Background: an optimization exercise with open tools, aiming at small area, a short achievable clock period and few clock cycles per item. Do not read the settings as production practice. The RTL was checked by simulation tests, not by an equivalence proof against the original design. Some runs may be left out. An edit can pass the tests and still lose a function that they never use.

--- flow/design.v: outline only ---
// module Det: 2247 lines
// module fa: 6 lines
// module ha: 6 lines
// module pk_n: 6 lines
// module pk_p: 6 lines
// module gk_n: 5 lines
// module gk_p: 5 lines
module Det (clock, reset, go, readAddress, writeAddress,
            WE, readbus, writebus, overflow, finished);
  // ...
==> flow/flow/run.sh <==
#!/bin/bash
# Standard ORFS layout, with repair_timing aiming for extra setup slack
# (the clock period and constraints are the design's own) and the smallest
# buffer on each port.
set -euo pipefail
export SETUP_SLACK_MARGIN=${FLOW_SETUP_MARGIN:-9}
export BUFFER_PORTS_ARGS="-buffer_cell sky130_fd_sc_hd__buf_1"
bash standard.sh > standard.log 2>&1
==> flow/standard.sh <==
#!/bin/bash
# synth_recipe.tcl (not shown) runs the flow's synth.tcl, then flattens the netlist and writes it again
# the make line also repeats each setting of config.mk as NAME=value (left out here)
make -C /OpenROAD-flow-scripts/flow DESIGN_CONFIG=/design/flow/config.mk WORK_HOME=/design/flow/orfs CLKGATE_MAP_FILE= SYNTH_SCRIPT=/design/flow/synth_recipe.tcl "${@:-finish}"
==> flow/config.mk <==
export PLATFORM = sky130hd
export DESIGN_NAME = Det
export DESIGN_NICKNAME = Det
export VERILOG_FILES = /design/flow/design.v
export SDC_FILE = /design/flow/constraint.sdc
export NUM_CORES = 4
export LEC_CHECK = 0
export CAP_MARGIN = 20
export CORE_MARGIN = 2
export CORE_UTILIZATION = 65
export SLEW_MARGIN = 20
export SYNTH_HIERARCHICAL = 1
==> flow/constraint.sdc <==
create_clock -name core_clock -period 15.0 [get_ports {clock}]
set_input_delay 3.0000 -clock core_clock [delete_from_list [all_inputs] [get_ports {clock}]]
set_output_delay 3.0000 -clock core_clock [all_outputs]
set_load 0.01 [all_outputs]
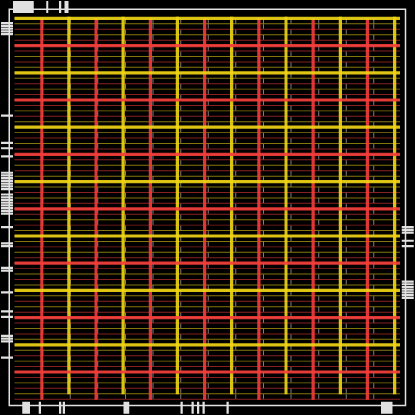
run_1/power_grid.png
(2 px per µm) Pins as bars on the die edge. Tap cells in gray.
[yellow] VDD
[red] VSS
signal pins: 84
met4 straps: 14
met5 straps: 14
rows: 70

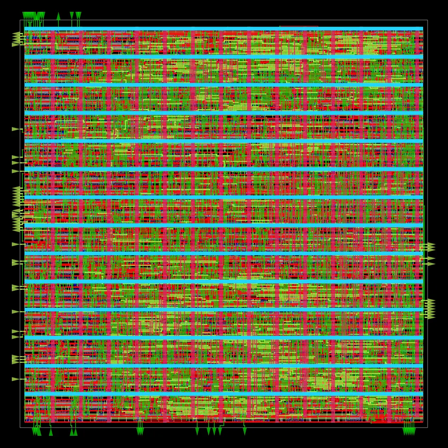
run_1/chip.png
overall routed net length: 74.64 mm
Non-Filler Instances: 2828
die width: 197.3 µm
DIE HEIGHT: 197.3 µm

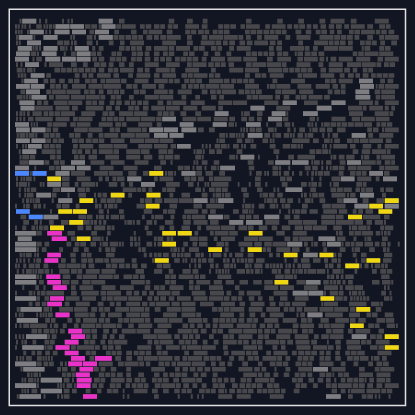
run_1/flops_by_reg.png
(2 px per µm) Other sequential cells in the stronger gray, the rest of the logic in the fainter gray.
[yellow] `Xb` | placed flops: 32
[blue] `cnt` | placed flops: 4 | where: left middle
[magenta] `OPm` | placed flops: 24 | where: bottom left

==> reports/results.ini, run 1 <==
[outcome]
outcome = timing/DRC/antenna clean

[sta]
max_slew_margin = 0.3396
holdWs_ns = 0.4247
fmax_mhz = 171.8
fin_crit_sh = 0.3880
timing.final.ws_setup_ns = 9.180
worstMarginPinSlew_ns = 0.9893
hold_violations = 0
final_max_slew_viol_count = 0
fin_crit_ns = 5.820
fin_worst_skew_ns = 0.02324
setup_viol = 0
rsz0062_at_grt = yes
setup_tns_ns = 0

[yosys]
synth-adder-area-share = 0.3280
async_flop_share = 0
synth_top_area_share = 0.2786
syn-instance-count = 2468
synth_xor_area_frac = 0.1778
synth_cell_type_count = 58
ys.flop_type = dfxtp_1
yosysWarnings = 7
synthSimpleGateAreaFrac = 0.06943
netlist_top_cells_area = fa_1, xnor2_1, dfxtp_1, a22oi_1, ha_1
synth-compound-area-share = 0.2028
synth.yosys.seq_area_share = 0.1582
synth_area_leader_cell = fa_1
synth_top_family_by_area = adder cells
postSynthAreaPerCell_um2 = 9.842
synthesis.area_um2 = 24290
ys_ff_latch = 184
synth_mux_area_frac = 0.01566
synth-edff-count = 16
yosysMostFrequentCell = xnor2_1
synth_common_cells = xnor2_1, a22oi_1, fa_1, clkbuf_1, dfxtp_1

[clocking]
ctsResizeCount = 7
cts_root_buf = clkbuf_16
insertion_delay_ns = 0.48
numCtsBuffers = 17
cts_hold_repair.buffers = 0
clk_pin_slew_ns = 0.08
clock-sinks = 184
cts_buffer_depth = 2
cts_setup_buffers = 0
cts_tree = yes
h-tree-depth = 4

[placed_design]
dp.cells = 2796
placed_area_um2 = 24490
gp_congestion = 1.008
dp_slack_ns = 8.832
portBuffers = 72
dp_hpwl_mm = 54.29

[grt]
grt_start_max_net_pins = 49
met1_usage = 0.5080
met3_usage = 0.07581
grtUsageTotal = 0.3983
grt.busiest_layer = met2
grt_pass1_wl_mm = 116.8
antenna_found_initial = 0
globalRouteMet2Util = 0.6316
grt-ovfl-total = 0
grt_pass1_vias = 20180

[cells_and_area]
nClkBuffers = 19
n_all_buffers = 123
drive_gt1_frac = 0.1178
buf_share = 0.02764
synthToLayoutAreaGrowth_pct = 3.605
fill_cells = 2936
multi_input_area_share = 0.7680
mostFrequentLayoutCells = xnor2_1, a22oi_1, fa_1
fin_area_um2 = 25170
antenna_cells = 0
seq_cell_count = 184
multi_input_cells = 2000
nets = 2816
dominant_cells = multi-input gates
utilization = 0.6858
ff_latch_area_um2 = 3902
clk_share = 0.02287
seq_share = 0.1551
multi_input_area_um2 = 19330
inverters = 21
layout_commonest_cell = xnor2_1

[die]
die_area_um2 = 38930
core_um2 = 36700
io_pins = 84
rows = 70
n_tap_cell = 468
start_util = 0.6619

[worst_setup_path]
path_buf_inv = 1
cp.depth = 15
slowest_delay_ns = 0.65
cpMostUsedCell = fa_1
path_max_fanout = 31
cp-end-kind = flop
worst_setup_path_start_kind = flop
rr_worst_depth = 15
path_cells = buf_6 > a22oi_1 > xnor2_1 > fa_1 > fa_1 > fa_1 > nor2b_1 > fa_1 > fa_1 > ha_1 > nand2_1 > nor2_1 > nand2_1 > o21ai_1 > xor2_1
path_class = reg2reg
cp_top_family = adder cells
regToRegSetupSlack_ns = 9.18
cp.required_ns = 15.29
crit_arrival_ns = 6.11
cp_slowest_cell = fa_1

[detailed_routing]
dr_wl_met2_mm = 35.29
first_pass_iters = 9
drtAntennaViolNets = 0
top_layer = met4
met3_length_mm = 7.205
vias_per_cell = 6.840
wl_met1_mm = 27.41
drt_iter0_drc = 2044
route.detailed.wl_per_inst_um = 26.39
drc = 0
vias = 19340

[hold_path]
min_path_cells = 1
hold_path_class = reg2reg

[flow_run]
maxCapViolations = 0

Testbench counts for the RTL of run 1, summed over its fixed seeds: cycles 5,128, dets 320.
run_1/placement_by_type.png
(3 px per µm)
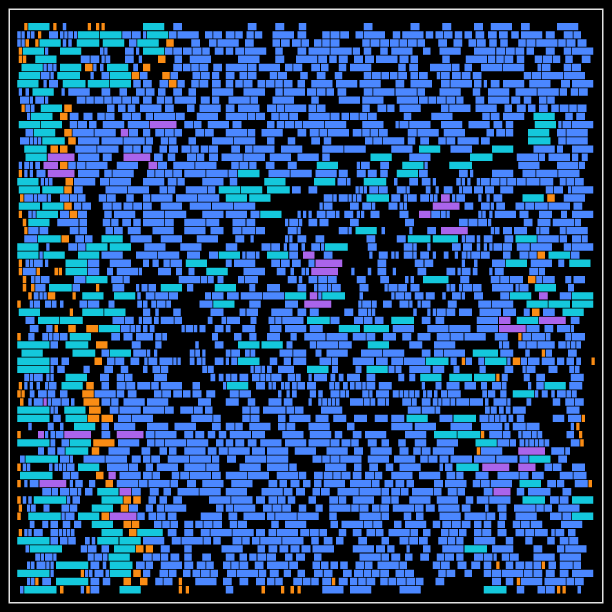

==> run 2: too many edits to list; what changed since run 1 <==
flow/design.v: 2281 -> 2323 lines; modules unchanged: 6
  Det: edited, 2247 -> 2279 lines
  xn2: new, 5 lines
  nd2: new, 5 lines
==> module nd2 as of run 2 <==
module nd2 (a, b, y);
    input  a, b;
    output y;
    assign y = ~(a & b);
endmodule
==> module xn2 as of run 2 <==
module xn2 (a, b, y);
    input  a, b;
    output y;
    assign y = ~(a ^ b);
endmodule
==> flow/flow/run.sh (replaced) <==
#!/bin/bash
# Standard ORFS layout, with repair_timing aiming for extra setup slack
# (the clock period and constraints are the design's own), the smallest
# buffer on each port, and ABC sizing cells for a 1 fF output load.
set -euo pipefail
export SETUP_SLACK_MARGIN=${FLOW_SETUP_MARGIN:-9}
export BUFFER_PORTS_ARGS="-buffer_cell sky130_fd_sc_hd__buf_1"
bash standard.sh ABC_LOAD_IN_FF=1 finish > standard.log 2>&1
--- a/flow/config.mk
+++ b/flow/config.mk
@@ -9,4 +9,5 @@
 export CORE_MARGIN = 2
 export CORE_UTILIZATION = 65
+export PLACE_DENSITY = 0.85
 export SLEW_MARGIN = 20
 export SYNTH_HIERARCHICAL = 1
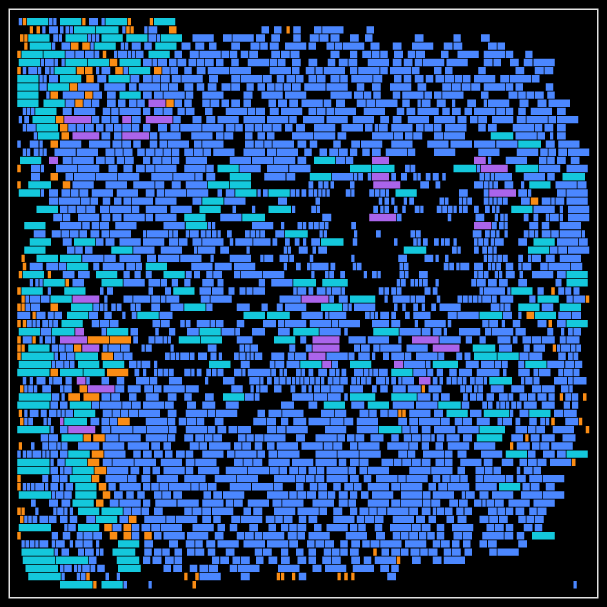
run_2/placement_by_type.png
(3 px per µm)
[blue] combinational and other logic | cells: 2053 | share of their area: 79%
[purple] clock drivers and dummy loads | cells: 32 | share of their area: 2.5%
[cyan] sequential cells | cells: 184 | share of their area: 16%
[orange] remaining buffers and delay cells | cells: 120 | share of their area: 2.9%

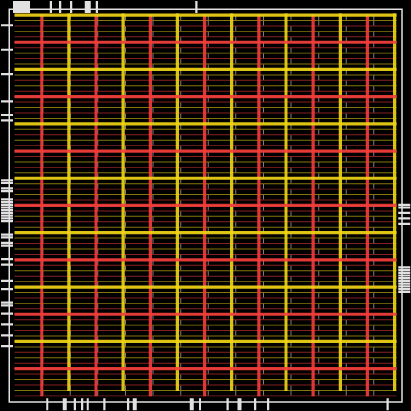
run_2/power_grid.png
(2 px per µm) Pins as bars on the die edge. Tap cells in gray.
[red] VSS
[yellow] VDD
met5 straps: 14
tap cells: 468
met1 rails: 71
met4 straps: 14

==> reports/results.ini, run 2 <==
[detailed_routing]
drt-total-wl_mm = 73.58
vias_per_cell = 6.915
first_pass_iters = 10
drc = 0
top_layer = met4
wl_met1_mm = 26.82
dr_wl_met2_mm = 35.11

[sta]
setup_tns_ns = 0
max_slew_margin = 0.3841
fin_crit_ns = 5.880
holdWs_ns = 0.4382
rsz0062_at_grt = yes
fin_worst_skew_ns = 0.01925
final_max_slew_viol_count = 0
fin_crit_sh = 0.3920

[clocking]
ctsResizeCount = 23
h-tree-depth = 4
cts_buffer_depth = 2

[yosys]
synth_area_leader_cell = fa_1
ys_ff_latch = 184
syn-instance-count = 2500
synth-compound-area-share = 0.1885
synth_xor_area_frac = 0.1926
synthSimpleGateAreaFrac = 0.07552
yosysWarnings = 7
async_flop_share = 0
netlist_top_cells_area = fa_1, xnor2_1, dfxtp_1, a22oi_1, ha_1

[worst_setup_path]
cp.depth = 18
slowest_delay_ns = 0.53
path_buf_inv = 1
cp_slowest_cell = fa_1
path_cells = buf_6 > a22oi_1 > xnor2_1 > fa_1 > fa_1 > fa_1 > fa_1 > ha_1 > nor2b_1 > fa_1 > fa_1 > xnor2_2 > nor2_1 > nand2_1 > nor2_1 > nand2_1 > o21ai_1 > xnor2_1
cp.required_ns = 15.34
path_class = reg2reg
regToRegSetupSlack_ns = 9.12
worst_setup_path_start_kind = flop
rr_worst_depth = 18
cpMostUsedCell = fa_1
path_max_fanout = 28

[die]
dieHeight_um = 195.7
start_util = 0.6568
die_x_um = 195.7
n_tap_cell = 468

[grt]
grt.busiest_layer = met2
grt_start_max_net_pins = 65
globalRouteMet2Util = 0.6347
grt_pass1_wl_mm = 115.1
met1_usage = 0.4991
grtUsageTotal = 0.3892

[cells_and_area]
clk_share = 0.02418
drive_gt1_frac = 0.07493
layout_commonest_cell = xnor2_1
nClkBuffers = 17
stdcell_count = 2857
utilization = 0.6846
antenna_cells = 0
seq_cell_count = 184
fin_area_um2 = 24890
dominant_cells = multi-input gates

[placed_design]
dp_slack_ns = 8.810
portBuffers = 72
gp_congestion = 1.007
dp_hpwl_mm = 53.49

[hold_path]
hold_path_class = reg2reg

[outcome]
outcome = timing/DRC/antenna clean

Testbench counts for the RTL of run 2, summed over its fixed seeds: cycles 5,128, dets 320.
run_2/logic_types.png
(3 px per µm)
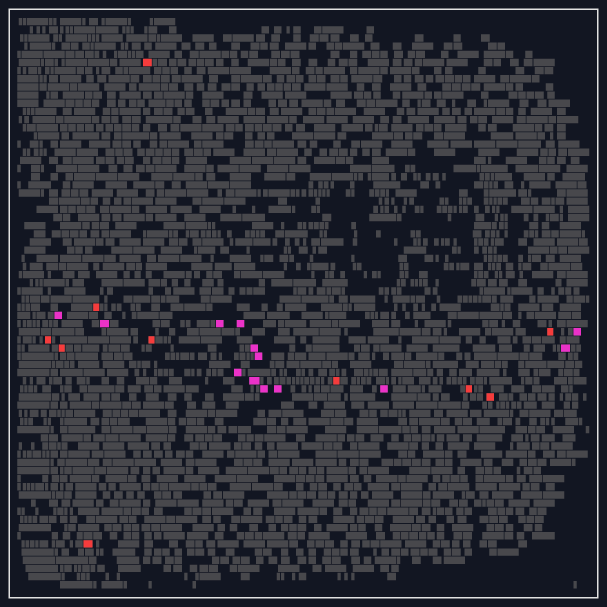

==> run 2 -> run 3 <==
--- a/flow/config.mk
+++ b/flow/config.mk
@@ -8,6 +8,5 @@
 export CAP_MARGIN = 20
 export CORE_MARGIN = 2
 export CORE_UTILIZATION = 65
-export PLACE_DENSITY = 0.85
 export SLEW_MARGIN = 20
 export SYNTH_HIERARCHICAL = 1
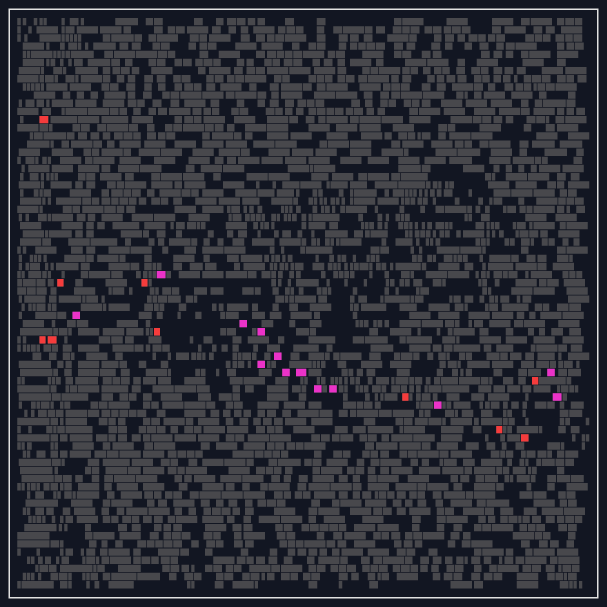
run_3/logic_types.png
(3 px per µm)
[magenta] non-inverting ao/oa cells | cells: 13 | most used: a21o_1
[red] and/or cells | cells: 10 | most used: or2_2

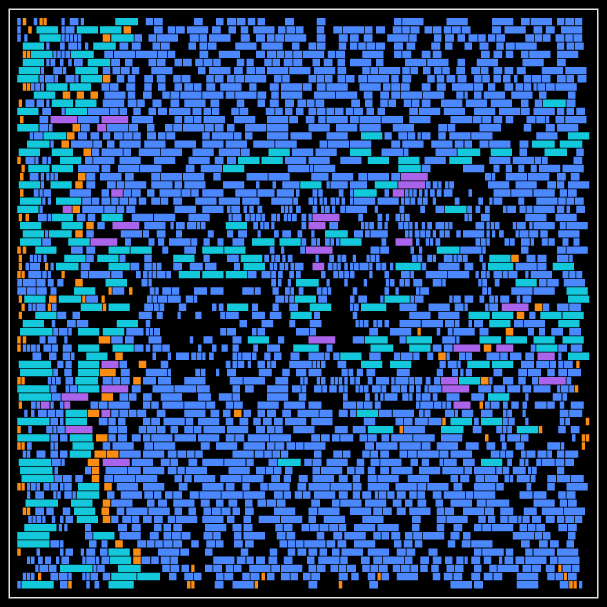
run_3/placement_by_type.png
(3 px per µm)
[purple] clock drivers and dummy loads | cells: 32 | share of their area: 2.5%
[orange] remaining buffers and delay cells | cells: 117 | share of their area: 2.6%
[cyan] sequential cells | cells: 184 | share of their area: 16%
[blue] combinational and other logic | cells: 2053 | share of their area: 79%

==> reports/results.ini, run 3 <==
[sta]
fmax_mhz = 170.0
timing.final.ws_setup_ns = 9.119
setup_viol = 0
hold_violations = 0
max_slew_margin = 0.3851
fin_worst_skew_ns = 0.01738

[grt]
grt_pass1_vias = 20090
grtUsageTotal = 0.3856
grt.busiest_layer = met2
globalRouteMet2Util = 0.6380
met3_usage = 0.06172
grt_start_max_net_pins = 51
antenna_found_initial = 2
met1_usage = 0.4934

[detailed_routing]
vias_per_cell = 6.811
first_pass_iters = 6
drt-total-wl_mm = 72.35
drc = 0
wl_met1_mm = 26.79
dr_wl_met2_mm = 34.89
met3_length_mm = 6.780
drt_iter0_drc = 2334
route.detailed.wl_per_inst_um = 25.35

[worst_setup_path]
regToRegSetupSlack_ns = 9.12
cp-end-kind = flop
path_class = reg2reg
slowest_delay_ns = 0.66
cp_top_family = adder cells
path_buf_inv = 0
worst_setup_path_start_kind = flop
path_cells = a22oi_1 > xnor2_1 > fa_1 > fa_1 > fa_1 > fa_1 > ha_1 > nor2b_1 > fa_1 > fa_1 > xnor2_2 > o21ai_1 > a21oi_1 > o21ai_1 > a21oi_1 > o21ai_1 > xnor2_1
cp.required_ns = 15.34

[cells_and_area]
layout_commonest_cell = xnor2_1
nets = 2810
n_all_buffers = 117
mostFrequentLayoutCells = xnor2_1, a22oi_1, fa_1
multi_input_area_um2 = 18970
inverters = 22
fill_cells = 2962
stdcell_count = 2854
fin_area_um2 = 24820
utilization = 0.6829
clk_share = 0.02475
ff_latch_area_um2 = 3924
multi_input_area_share = 0.7644
synthToLayoutAreaGrowth_pct = 3.962
multi_input_cells = 2031

[clocking]
clock-sinks = 184
numCtsBuffers = 17
cts_root_buf = clkbuf_16
clk_pin_slew_ns = 0.08
cts_hold_repair.buffers = 0
insertion_delay_ns = 0.46
cts_setup_buffers = 0
cts_tree = yes

[yosys]
ys.flop_type = dfxtp_1
synth-adder-area-share = 0.3170
synth_common_cells = xnor2_1, a22oi_1, fa_1, clkbuf_1, dfxtp_1
postSynthAreaPerCell_um2 = 9.550
yosysMostFrequentCell = xnor2_1
netlist_top_cells_area = fa_1, xnor2_1, dfxtp_1, a22oi_1, ha_1
synth_area_leader_cell = fa_1
synth-compound-area-share = 0.1885
yosysWarnings = 7
synth.yosys.seq_area_share = 0.1610
synthesis.area_um2 = 23870
synth_cell_type_count = 57
ys_ff_latch = 184
async_flop_share = 0

[die]
die_x_um = 195.7
die_area_um2 = 38280
core_um2 = 36350
dieHeight_um = 195.7
io_pins = 84
start_util = 0.6568
n_tap_cell = 468

[hold_path]
hold_path_class = reg2reg
min_path_cells = 1

[outcome]
outcome = timing/DRC/antenna clean

[placed_design]
dp_hpwl_mm = 52.88
dp.cells = 2822
gp_congestion = 1.031

run_3/chip.png
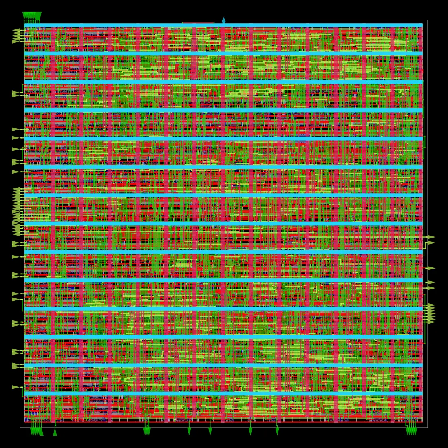

==> run 3 -> run 4 <==
==> flow/flow/run.sh (replaced) <==
#!/bin/bash
# Standard ORFS layout, with repair_timing aiming for extra setup slack
# (the clock period and constraints are the design's own), the smallest
# buffer on each port, ABC sizing cells for a 1 fF output load, and a clock
# tree of smaller buffers without dummy loads.
set -euo pipefail
export SETUP_SLACK_MARGIN=${FLOW_SETUP_MARGIN:-9}
export BUFFER_PORTS_ARGS="-buffer_cell sky130_fd_sc_hd__buf_1"
export CTS_ARGS="-sink_clustering_enable -repair_clock_nets -dont_use_dummy_load -root_buf sky130_fd_sc_hd__clkbuf_8 -buf_list sky130_fd_sc_hd__clkbuf_8"
bash standard.sh ABC_LOAD_IN_FF=1 finish > standard.log 2>&1
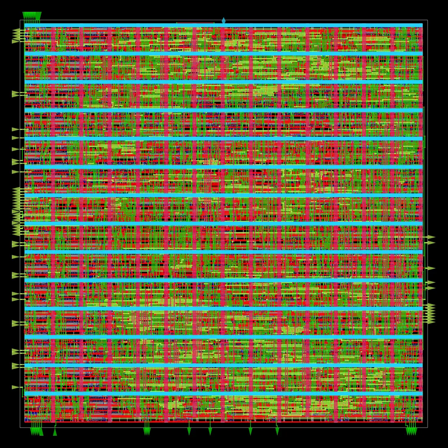
run_4/chip.png
final core utilization: 0.6728
Cell Rows: 70
DIE HEIGHT: 195.7 µm
I/O pin count: 84
die width: 195.7 µm

==> reports/results.ini, run 4 <==
[outcome]
outcome = timing/DRC/antenna clean

[placed_design]
gp_congestion = 1.031
dp_slack_ns = 8.696
portBuffers = 72
dp.cells = 2822
placed_area_um2 = 24020

[clocking]
cts_root_buf = clkbuf_8
clock-sinks = 184
insertion_delay_ns = 0.51
ctsResizeCount = 24
cts_buffer_depth = 2
numCtsBuffers = 17
h-tree-depth = 4
cts_setup_buffers = 0
cts_hold_repair.buffers = 0

[sta]
final_max_slew_viol_count = 0
fmax_mhz = 171.1
setup_viol = 0
fin_worst_skew_ns = 0.04003
holdWs_ns = 0.4362
max_slew_margin = 0.3911
worstMarginPinSlew_ns = 0.9134
hold_violations = 0
rsz0062_at_grt = no

[worst_setup_path]
cp_top_family = adder cells
cp-end-kind = flop
path_cells = buf_4 > a22oi_1 > xnor2_1 > fa_1 > fa_1 > fa_1 > ha_1 > ha_1 > nor2b_1 > fa_1 > fa_1 > xnor2_1 > nor2_1 > a21oi_1 > o21ai_1 > a21oi_1 > o21ai_1 > xnor2_1
path_class = reg2reg
path_buf_inv = 1
crit_arrival_ns = 6.21
cpMostUsedCell = fa_1
worst_setup_path_start_kind = flop
slowest_delay_ns = 0.60
path_max_fanout = 14
cp.depth = 18

[yosys]
synthesis.area_um2 = 23870
yosysWarnings = 7
yosysMostFrequentCell = xnor2_1
synthSimpleGateAreaFrac = 0.07552
syn-instance-count = 2500
ys_ff_latch = 184
ys.flop_type = dfxtp_1
synth_top_family_by_area = adder cells
synth_mux_area_frac = 0.01593
synth_top_area_share = 0.2834

[cells_and_area]
buf_share = 0.02609
antenna_cells = 1
synthToLayoutAreaGrowth_pct = 2.437
multi_input_area_um2 = 18990
clk_share = 0.009567
fin_area_um2 = 24460
multi_input_area_share = 0.7766
multi_input_cells = 2031
seq_cell_count = 184
nets = 2810
mostFrequentLayoutCells = xnor2_1, a22oi_1, fa_1
inverters = 22

[grt]
globalRouteMet2Util = 0.6319
grt-ovfl-total = 0

[detailed_routing]
vias_per_cell = 6.829
top_layer = met4
met3_length_mm = 6.580
dr_wl_met2_mm = 34.57

[hold_path]
min_path_cells = 1

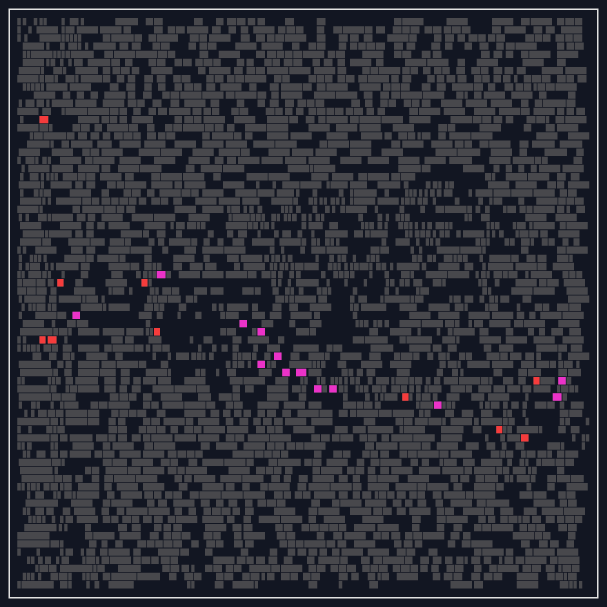
run_4/logic_types.png
(3 px per µm)
[magenta] non-inverting ao/oa cells | cells: 13 | most used: a21o_1
[red] and/or cells | cells: 10 | most used: or2_2

## separate check: timing with driven ports
No port has a modelled driver above. Below, the same layouts with a new extraction and two added sets of constraints.
Step 1 sets driving cells, clkbuf_16 on the clock port and buf_2 on the other inputs (assumed; they add their load-dependent delay and slew).
Step 2 times the ports against the registers' clock, not the clock port: input delays grow and output delays shrink by t, the midpoint of the rising clock arrivals with the driver on.
a / b / c = no drivers / after step 1 / after step 2; a / b = the first two.
run | shift t [ns] | setup slack, ns | worst slew at a driven data input, ns
run 1 | 0.524 | 9.180 / 9.180 / 8.867 | 0.05
run 2 | 0.510 | 9.120 / 9.120 / 8.782 | 0.03
run 3 | 0.516 | 9.119 / 9.119 / 8.759 | 0.04
run 4 | 0.541 | 9.155 / 9.155 / 8.741 | 0.04
After both steps every run listed still meets setup and hold. The setup slack of run 4, which loses most, moves by 0.000 ns with the drivers and by -0.414 ns with both steps.
